What follows belongs to an exercise in optimizing a design on an open flow for small area, a short achievable clock period and few clock cycles per item; a production flow would make more cautious choices. Function was checked by simulation only, so behaviour that the tests miss may differ from the original.

Fig. 1: signal wires on met2
Bar = 50 um.
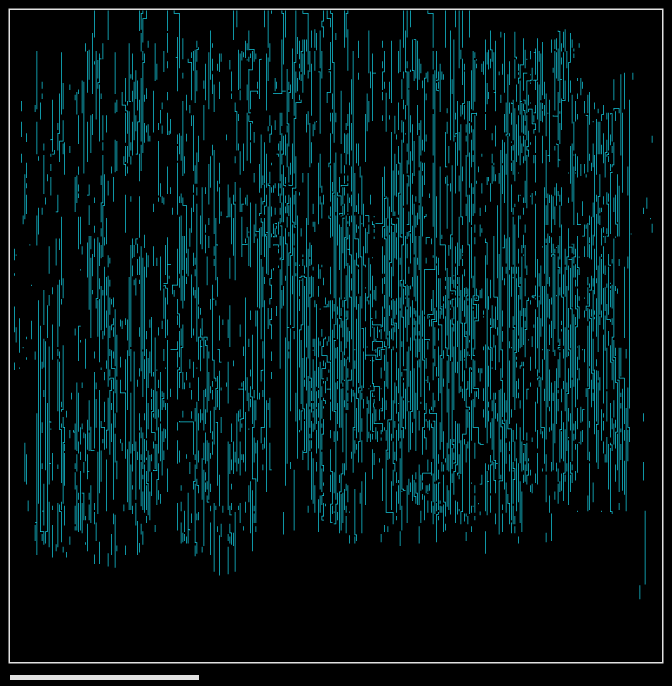
Fig. 2: I/O pins on the die edge
Pins as bars across the die edge, other pins in grey.
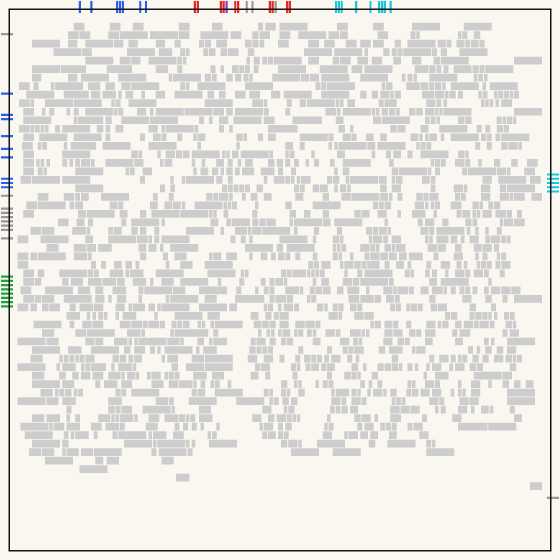
Fig. 3: where the registers sit
Other sequential cells in the stronger grey, the rest of the logic in the fainter grey.
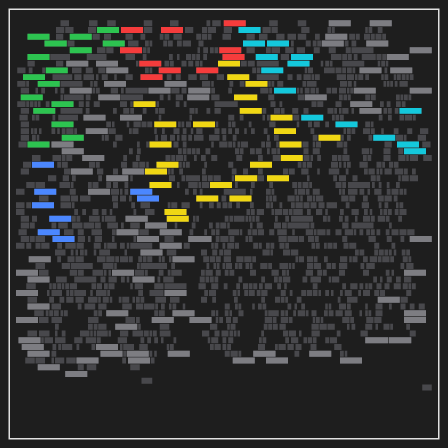
Fig. 4: cell area per tile
Bar = 50 um. 17 x 17 tiles, from white (low) to dark blue (high), 0 to 100% covered.
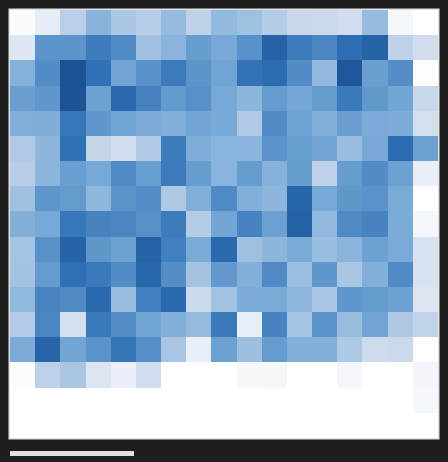
==> design.v <==
module DT(
	input 			clk, 
	input			reset,
	output	reg		done ,
	output	reg		sti_rd ,
	output	reg 	[9:0]	sti_addr ,
	input		[15:0]	sti_di,
	output	reg		res_wr ,
	output	reg		res_rd ,
	output	reg 	[13:0]	res_addr ,
	output	reg 	[7:0]	res_do,
	input		[7:0]	res_di
	);
parameter IDLE = 0,
		  READ = 1,
		  READ_DATA = 2,
		  DATA_WRITE = 3,
		  WRITE_DONE = 4,
		  ADR_CTR = 5,
		  GET_CTR = 6,
		  GET_NW = 7,
		  GET_N = 8,
		  GET_NE = 9,
		  GET_W = 10,
		  CAL_FWP = 11,
		  WRTIE_FWP = 12,
		  WAIT_FWP = 13,
		  FWP_DONE = 14,
		  BWP_ADR_CTR = 15,
		  BWP_GET_CTR = 16,
		  BWP_GET_E = 17,
		  BWP_GET_SW = 18,
		  BWP_GET_S = 19,
		  BWP_GET_SE = 20,
		  CAL_BWP = 21,
		  WRTIE_BWP = 22,
		  WAIT_BWP = 23,
		  DONE = 24;
reg [ 24:0 ] cs,ns;
reg [3:0] cnt_delay;
	reg [7:0] for_NW;  
	reg [7:0] for_N;  
	reg [7:0] for_NE;  
	reg [7:0] for_W;  
	reg [7:0] for_ctr;  
	wire [7:0] for_comp1;
	wire [7:0] for_comp2;
	wire [7:0] for_min;
	assign for_comp1 = (for_NW <= for_N)? for_NW: for_N;
	assign for_comp2 = (for_NE <= for_W)? for_NE: for_W;
	assign for_min = (for_comp1 <= for_comp2)? (for_comp1 + 1'd1): (for_comp2 + 1'd1);
	wire [7:0] back_comp1;
	wire [7:0] back_comp2;
	wire [7:0] back_temp;
	wire [7:0] back_min;
	assign back_comp1 = (for_NW <= for_N)? for_NW: for_N;
	assign back_comp2 = (for_NE <= for_W)? for_NE: for_W;
	assign back_temp = (back_comp1 <= back_comp2)? (back_comp1 + 1'b1):(back_comp2 + 1'b1);
	assign back_min = (for_ctr <= back_temp)? (for_ctr): (back_temp);
	wire [13:0] ker_NW;
	wire [13:0] ker_N;
	wire [13:0] ker_NE;
	wire [13:0] ker_W;
	wire [13:0] ker_E;
	wire [13:0] ker_SW;
	wire [13:0] ker_S;
	wire [13:0] ker_SE;
	reg [13:0] ker_ctr;  
	assign ker_NW = ker_ctr - 14'd129;
	assign ker_N = ker_ctr - 14'd128;
	assign ker_NE = ker_ctr - 14'd127;
	assign ker_W = ker_ctr - 14'd1;
	assign ker_E = ker_ctr + 14'd1;
	assign ker_SW = ker_ctr + 14'd127;
	assign ker_S = ker_ctr + 14'd128;
	assign ker_SE = ker_ctr + 14'd129;
	always@(posedge clk or negedge reset) begin
		if(!reset) begin
			cs <= 'd0;
			cs[IDLE] <= 1'b1;
		end
		else cs <= ns;
	end
	always@(*)begin
		ns = 'd0;
		case(1'b1)
			cs[IDLE]: ns[READ] = 1'b1;
			cs[READ]: ns[READ_DATA] = 1'b1;
			cs[READ_DATA]: ns[DATA_WRITE] = 1'b1;
			cs[DATA_WRITE]:begin
				if( (res_addr == 14'd16383)) ns[WRITE_DONE] = 1'b1;
				else if(cnt_delay == 4'd15) ns[READ] = 1'b1;
				else ns[DATA_WRITE] = 1'b1;
			end
			cs[WRITE_DONE]: ns[ADR_CTR] = 1'b1;
			cs[ADR_CTR]: ns[GET_CTR] = 1'b1;
			cs[GET_CTR]: ns[GET_NW] = 1'b1;
			cs[GET_NW]: ns[GET_N] = 1'b1;
			cs[GET_N]: ns[GET_NE] = 1'b1;
			cs[GET_NE]: ns[GET_W] = 1'b1;
			cs[GET_W]: ns[CAL_FWP] = 1'b1;
			cs[CAL_FWP]: ns[WRTIE_FWP] = 1'b1;
			cs[WRTIE_FWP]: ns[WAIT_FWP] = 1'b1;
			cs[WAIT_FWP]: begin
				if(ker_ctr == 14'd16254) ns[FWP_DONE] = 1'b1;
				else ns[ADR_CTR] = 1'b1;
			end
			cs[FWP_DONE]: ns[BWP_ADR_CTR] = 1'b1;
			cs[BWP_ADR_CTR]: ns[BWP_GET_CTR] = 1'b1;
			cs[BWP_GET_CTR]: ns[BWP_GET_E] = 1'b1;
			cs[BWP_GET_E]: ns[BWP_GET_SW] = 1'b1;
			cs[BWP_GET_SW]: ns[BWP_GET_S] = 1'b1;
			cs[BWP_GET_S]: ns[BWP_GET_SE] = 1'b1;
			cs[BWP_GET_SE]: ns[CAL_BWP] = 1'b1;
			cs[CAL_BWP]: ns[WRTIE_BWP] = 1'b1;
			cs[WRTIE_BWP]: ns[WAIT_BWP] = 1'b1;
			cs[WAIT_BWP]:begin
				if(ker_ctr == 14'd129) ns[DONE] = 1'b1;
				else ns[BWP_ADR_CTR] = 1'b1;
			end
			cs[DONE]: ns[DONE] = 1'b1;
			default: ns[IDLE] = 1'b1;
		endcase
	end
	reg [15:0] line_di;
	reg [3:0] cnt;
	reg [13:0] res_addr_cnt;
	always@(posedge clk or negedge reset)begin
		if(!reset)begin
			done <= 'd0; 
			sti_rd <= 1'b0;
			sti_addr <= 'd0;
			res_wr <= 'd0;
			res_rd <= 'd0;
			res_addr <= 'd0;
			res_do <= 'd0;
			line_di <= 'd0;
			cnt <= 'd0;
			cnt_delay <= 'd0;
			res_addr_cnt <= 'd0;
			ker_ctr <= 14'd129;
			for_NW <= 'd0;
			for_N <= 'd0;
			for_NE <= 'd0;
			for_W <= 'd0;
			for_ctr <= 'd0;
			ker_ctr <= 14'd129;
		end
		else begin
			case(1'b1)
				cs[IDLE]:begin
				done <= 'd0; 
				sti_rd <= 1'b0;
				sti_addr <= 'd0;
				res_wr <= 'd0;
				res_rd <= 'd0;
				res_addr <= 'd0;
				res_do <= 'd0;
				line_di <= 'd0;
				cnt <= 'd0;
				cnt_delay <= 'd0;
				res_addr_cnt <= 'd0;
				for_ctr <= 'd0;
				for_NW <= 'd0;
				for_N <= 'd0;
				for_NE <= 'd0;
				for_W <= 'd0;
				end
				cs[READ]:begin	
					sti_rd <= 1'b1;
					res_wr <= 1'b0;
					cnt <= 'd0;
					cnt_delay <='d0;
				end
				cs[READ_DATA]:begin
					sti_rd <= 1'b0;
					sti_addr <= sti_addr + 1'b1;
					line_di [0] <= sti_di[15];
					line_di [1] <= sti_di[14];
                    line_di [2] <= sti_di[13];
                    line_di [3] <= sti_di[12];
                    line_di [4] <= sti_di[11];
                    line_di [5] <= sti_di[10];
                    line_di [6] <= sti_di[9];
                    line_di [7] <= sti_di[8];
                    line_di [8] <= sti_di[7];
                    line_di [9] <= sti_di[6];
                    line_di [10] <= sti_di[5];
                    line_di [11] <= sti_di[4];
                    line_di [12] <= sti_di[3];
                    line_di [13] <= sti_di[2];
                    line_di [14] <= sti_di[1];
                    line_di [15] <= sti_di[0];
					res_do <= line_di[0];
				end
				cs[DATA_WRITE]:begin
					res_wr <= (cnt_delay == 4'd15)? 1'b0:1'b1;
					res_addr <= res_addr_cnt;
					res_do <= line_di[cnt];
					cnt <= cnt + 1'b1;
					cnt_delay <= cnt;
					res_addr_cnt <= (cnt_delay == 4'd15)?(res_addr_cnt) :(res_addr_cnt+ 1'd1);
				end
				cs[WRITE_DONE]:begin 
					sti_rd <= 'd0;
					sti_addr <= 'd0;
					res_wr <= 'd0;
					res_rd <= 'd1;
					res_addr <= 14'd129;
					res_do <= 'd0;
					line_di <= 'd0;
					cnt <= 'd0;
					cnt_delay <= 'd0;
					res_addr_cnt <= 'd0;
					done <= 1'b0;
					ker_ctr <= 14'd129;
				end
				cs[ADR_CTR]:begin
					res_rd <= 1'd1;
					res_wr <= 1'd0;
					res_addr <= ker_ctr;
				end
				cs[GET_CTR]:begin
					res_addr <= ker_NW;
					for_ctr <= res_di;
				end
				cs[GET_NW]:begin
					res_addr <= ker_N;
					for_NW <= res_di;
				end
				cs[GET_N]:begin
					res_addr <= ker_NE;
					for_N <= res_di; 
				end
				cs[GET_NE]:begin
					res_addr <= ker_W;
					for_NE <= res_di;
				end
				cs[GET_W]:begin
					res_addr <= ker_ctr;
					res_rd <= 1'd0;
					for_W <= res_di;
				end
				cs[CAL_FWP]:begin
					res_do <= (for_ctr == 8'd0)? 8'd0 : for_min;
				end
				cs[WRTIE_FWP]:begin
					res_wr <= 1'b1;
					res_addr_cnt <= res_addr_cnt + 1'd1;
				end
				cs[WAIT_FWP]:begin
					res_wr <= 1'b0;
					if(res_addr_cnt == 14'd126)begin
						res_addr_cnt <= 'd0;
						ker_ctr <= ker_ctr + 14'd3;
					end
					else begin
						ker_ctr <= ker_ctr + 1'd1; 
					end
				end
				cs[FWP_DONE]:begin
					sti_rd <= 'd0;
					sti_addr <= 'd0;
					res_wr <= 'd0;
					res_rd <= 'd1;
					res_addr <= 14'd16254;
					res_do <= 'd0;
					line_di <= 'd0;
					cnt <= 'd0;
					cnt_delay <= 'd0;
					res_addr_cnt <= 'd0;
					done <= 1'b0;
					ker_ctr <= 14'd16254;
				end
				cs[BWP_ADR_CTR]:begin
					res_rd <= 1'd1;
					res_wr <= 1'd0;
					res_addr <= ker_ctr;
				end
				cs[BWP_GET_CTR]:begin
					res_addr <= ker_E;
					for_ctr <= res_di;
				end
				cs[BWP_GET_E]:begin
					res_addr <= ker_SW;
					for_NW <= res_di;
				end
				cs[BWP_GET_SW]:begin
					res_addr <= ker_S;
					for_N <= res_di; 
				end
				cs[BWP_GET_S]:begin
					res_addr <= ker_SE;
					for_NE <= res_di;
				end
				cs[BWP_GET_SE]:begin
					res_addr <= ker_ctr;
					res_rd <= 1'd0;
					for_W <= res_di;
				end
				cs[CAL_BWP]:begin
					res_do <= (for_ctr == 8'd0)? 8'd0 : back_min;
				end
				cs[WRTIE_BWP]:begin
					res_wr <= 1'b1;
					res_addr_cnt <= res_addr_cnt + 1'd1;
				end
				cs[WAIT_BWP]:begin
					res_wr <= 1'b0;
					if(res_addr_cnt == 14'd126)begin
						res_addr_cnt <= 'd0;
						ker_ctr <= ker_ctr - 14'd3;
					end
					else begin
						ker_ctr <= ker_ctr - 1'd1; 
					end
				end
				cs[DONE]:begin
					res_wr <= 1'd0;
					res_rd <= 1'd0;
					done <= 1'd1;
				end
			endcase
		end
	end
endmodule
==> run.sh <==
#!/bin/bash
# synth_recipe.tcl (not shown) runs the flow's synth.tcl, then flattens the netlist and writes it again
# the make line also repeats each setting of config.mk as NAME=value (left out here)
make -C /OpenROAD-flow-scripts/flow DESIGN_CONFIG=/design/flow/config.mk WORK_HOME=/design/flow/orfs CLKGATE_MAP_FILE= SYNTH_SCRIPT=/design/flow/synth_recipe.tcl finish
==> config.mk <==
export PLATFORM = sky130hd
export DESIGN_NAME = DT
export DESIGN_NICKNAME = DT
export VERILOG_FILES = /design/flow/design.v
export SDC_FILE = /design/flow/constraint.sdc
export NUM_CORES = 4
export LEC_CHECK = 0
export CAP_MARGIN = 20
export CORE_MARGIN = 2
export CORE_UTILIZATION = 40
export SLEW_MARGIN = 20
==> constraint.sdc <==
create_clock -name core_clock -period 8.0 [get_ports {clk}]
set_input_delay 1.6000 -clock core_clock [delete_from_list [all_inputs] [get_ports {clk}]]
set_output_delay 1.6000 -clock core_clock [all_outputs]
set_load 0.01 [all_outputs]
==> flow_metrics.py <==
metrics = {
    "outcome": {
        "status": "no timing/DRC/antenna violations",
    },
    "sta": {
        "maxSlewHeadroom": 0.279,
        "fin_crit_sh": 0.815,
        "holdWs_ns": 0.473,
        "setup_viol": 0,
        "rsz0062_at_grt": "false",
        "clock_skew_ns": 0.00846,
        "setup-tns-final_ns": 0,
        "finalCriticalPeriod_ns": 6.52,
        "fmax_mhz": 153,
        "slew_violations": 0,
        "hold_violations": 0,
    },
    "synth": {
        "netlist_area_mm2": 0.0114,
        "synth_cell_types": 80,
        "synth-edff-count": 0,
        "synth_cells": 1402,
        "syn_nets": 1473,
        "ys.flop_type": "dfrtp_1",
        "synth-seq-cells": 153,
        "synth_warnings": 1,
    },
    "layout": {
        "multi_input_area_share": 0.541,
        "layout-drive-gt1-share": 0.0944,
        "largest_class": "multi-input combinational cells",
        "layoutNonFillerInstCount": 1787,
        "multi_input_area_mm2": 0.00693,
        "n_clock_buffer": 19,
        "multi_input_gates": 1086,
        "fin_nets": 1467,
        "diodes": 0,
        "n_all_buffers": 87,
        "area_delta_synth_final_pct": 12.7,
        "final-clk-cell-share": 0.0450,
        "final_cell_area_mm2": 0.0128,
    },
    "setup_path": {
        "startpoint_type": "flip-flop",
        "end_kind": "flip-flop",
        "path_common_cell": "ha_1",
        "required_ns": 8.35,
        "crit_start": "for_NW[6]",
        "cp_slowest_cell": "o32ai_2",
        "critPathMaxFanout": 17,
        "reg2reg_to": "res_do[3]",
        "crit_chain": "ha_1 > nand4_1 > o32ai_2 > mux2i_1 > inv_1 > ha_1 > a21oi_1 > o21ai_0 > o22ai_1 > buf_4 > mux2i_1 > ha_1 > inv_1 > a211oi_1 > o21ai_0 > ha_1 > nand3_1 > o21bai_1 > a21oi_1 > a2111oi_0 > a211oi_1 > nor4_1 > a22oi_1 > o21ai_0",
        "r2r.worst_path.cells": 24,
        "crit_type": "flip-flop to flip-flop",
    },
    "drt": {
        "avgViaCountPerCell": 6.19,
        "dr.first_iter.drc_count": 1219,
        "dr.pass1.iters": 6,
        "drcViolationCount": 0,
        "wl_per_cell_um": 20.5,
    },
    "grt": {
        "grt_overflow": 0,
        "antenna_found_initial": 0,
        "use_met1": 0.345,
        "track_usage": 0.246,
        "grt_pass1_vias": 10500,
        "grt_max_degree": 85,
        "grt_pass1_wl_mm": 59.2,
        "grt_use_met3": 0.0510,
    },
    "clocking": {
        "cts-resized-gates": 0,
        "ctsRootBufferMaster": "clkbuf_16",
        "cts_buffers": 17,
        "clkTransAtPathRegs_ns": 0.07,
        "htreeDepth": 4,
        "clkLatencyLatePin_ns": 0.44,
        "post_cts_buffers": 0,
        "cts_tree": "done",
    },
    "die": {
        "tap_cells": 378,
        "rows": 61,
        "io_pins": 62,
        "die_area_mm2": 0.0298,
    },
    "placement": {
        "dp.cells": 1755,
        "place_hpwl_mm": 25.5,
        "place_ws_ns": 1.53,
    },
    "hold_path": {
        "holdPathStages": 2,
        "hold_class": "flip-flop to flip-flop",
    },
    "flow_run": {
        "max_cap_violations": 0,
    },
}
Testbench counts, summed over its fixed seeds: cycles 7,325,496, images 24.
About Fig. 1:
main direction: vertical
share of all routed wire: 44%
nets with wire on the layer: 1181
longest straight run: 88.7 um
wire length on this layer: 16200 um
vias post-DR: 11.1k
GR Util met2: 0.374
drt total wl: 36.5 mm

About Fig. 2:
[res_di] green | pins: 8 | direction: input | edge: left
[res_addr] cyan | pins: 14 | direction: output | edge: 9 top, 5 right
[sti_addr] red | pins: 10 | direction: output | edge: top
[sti_rd] purple | pins: 1 | direction: output | edge: top
[sti_di] blue | pins: 16 | direction: input | edge: 9 left, 7 top
all pins by edge: 30 top, 26 left, 6 right
Die W: 173 um
Die H: 173 um
PortBufs: 61

About Fig. 3:
[sti_addr] red | flops: 10
[cs] yellow | flops: 25
[res_addr] cyan | flops: 14
[for_ctr] blue | flops: 8 | where: left middle
[line_di] green | flops: 16 | where: top left
Storage cell area: 0.00383 mm2
sequential cell area share: 0.299
fin util: 0.460

About Fig. 4:
mean over tiles: 41%
emptiest ninth of the die: bottom right
fullest tile: 86%
tiles over 75% full: 6.2%
nearly empty tiles: 15%
Core Area: 0.0279 mm2
initial core utilization: 0.408

## routing by layer
metal	wire [um]	part of all wire
met1	16700	0.46
met2	16200	0.44
met3	2480	0.068
met4	1120	0.031
met5	0	0
## flip-flops by register name (all words and copies together) (netlist names)
register,count
for_W,8
line_di,16
res_do,8
sti_rd,1
cs,25
ker_ctr,14
done,1
res_wr,1
sti_addr,10
res_rd,1
for_N,8
res_addr_cnt,14
cnt_delay,4
for_NE,8
cnt,4
for_NW,8
for_ctr,8
res_addr,14
## kinds of logic after synthesis
logic type	synth area share
buf+inv	0.0550
fa+ha+maj	0.0495
simple gates	0.214
flops	0.337
compound gates	0.255
mux	0.0644
xor+xnor	0.0254
## cells in the mapped netlist, drive strengths merged, types with 14 or more instances
cell type  instances  area (um2)
and3              22         138
dfrtp            150        3750
a31oi             28         175
inv               49         184
clkbuf            98         368
nor2b             33         206
xor2              15         131
ha                45         563
mux2              39         439
a22o              18         158
xnor2             18         158
nor3              41         205
buf               14        66.3
a21oi            103         515
mux2i             18         180
nand4             30         188
nor2             124         468
nand3             39         200
o21ai            147         739
nand2            133         502
## critical path: cells and delay by family (launching register included)
family	cells	cell delay [ns]
AND/OR/NAND/NOR	3	0.99
multiplexers	2	0.57
flip-flops	1	0.40
adder cells (fa/ha/maj)	4	1.19
AO/OA/AOI/OAI	12	2.82
buffers and inverters	3	0.44
## cell usage in the layout (no fill, tap or decap), drive strengths merged, types with 15 or more instances in the layout
| cell | synthesis | final |
|---|---|---|
| dfrtp | 150 | 150 |
| o21ai | 147 | 147 |
| nand2 | 133 | 133 |
| nor2 | 124 | 124 |
| a21oi | 103 | 103 |
| clkdlybuf4s50 | 0 | 60 |
| inv | 49 | 55 |
| ha | 45 | 45 |
| nor3 | 41 | 41 |
| mux2 | 39 | 39 |
| nand3 | 39 | 39 |
| nor2b | 33 | 33 |
| nand4 | 30 | 30 |
| a31oi | 28 | 28 |
| buf | 14 | 27 |
| and3 | 22 | 22 |
| clkbuf | 98 | 19 |
| mux2i | 18 | 18 |
| xnor2 | 18 | 18 |
| a22o | 18 | 18 |
| xor2 | 15 | 15 |

## separate check: timing with driven ports
The results above use ideal ports. As a check the final layout listed here was re-extracted and re-timed, cells and wires unchanged.
Step 1, drivers: a clkbuf_16 drives clk and a buf_2 each remaining input, both assumed.
Step 2 also shifts input and output timing later by t, the mid clock arrival at the registers, as if the neighbouring blocks saw the same clock.
Slacks: no drivers / after step 1 / after step 2; pairs: no drivers / after step 1.
shift t [ns]: 0.483
setup slack, ns: 1.480 / 1.480 / 1.480
hold slack, ns: 0.473 / 0.473 / 0.473
worst setup path after step 2: register to register
worst data-port slew with drivers (ns): 0.04
After both steps this run still meets setup and hold. For this run, drivers alone change the setup slack by 0.000 ns; drivers and shift together by 0.000 ns.
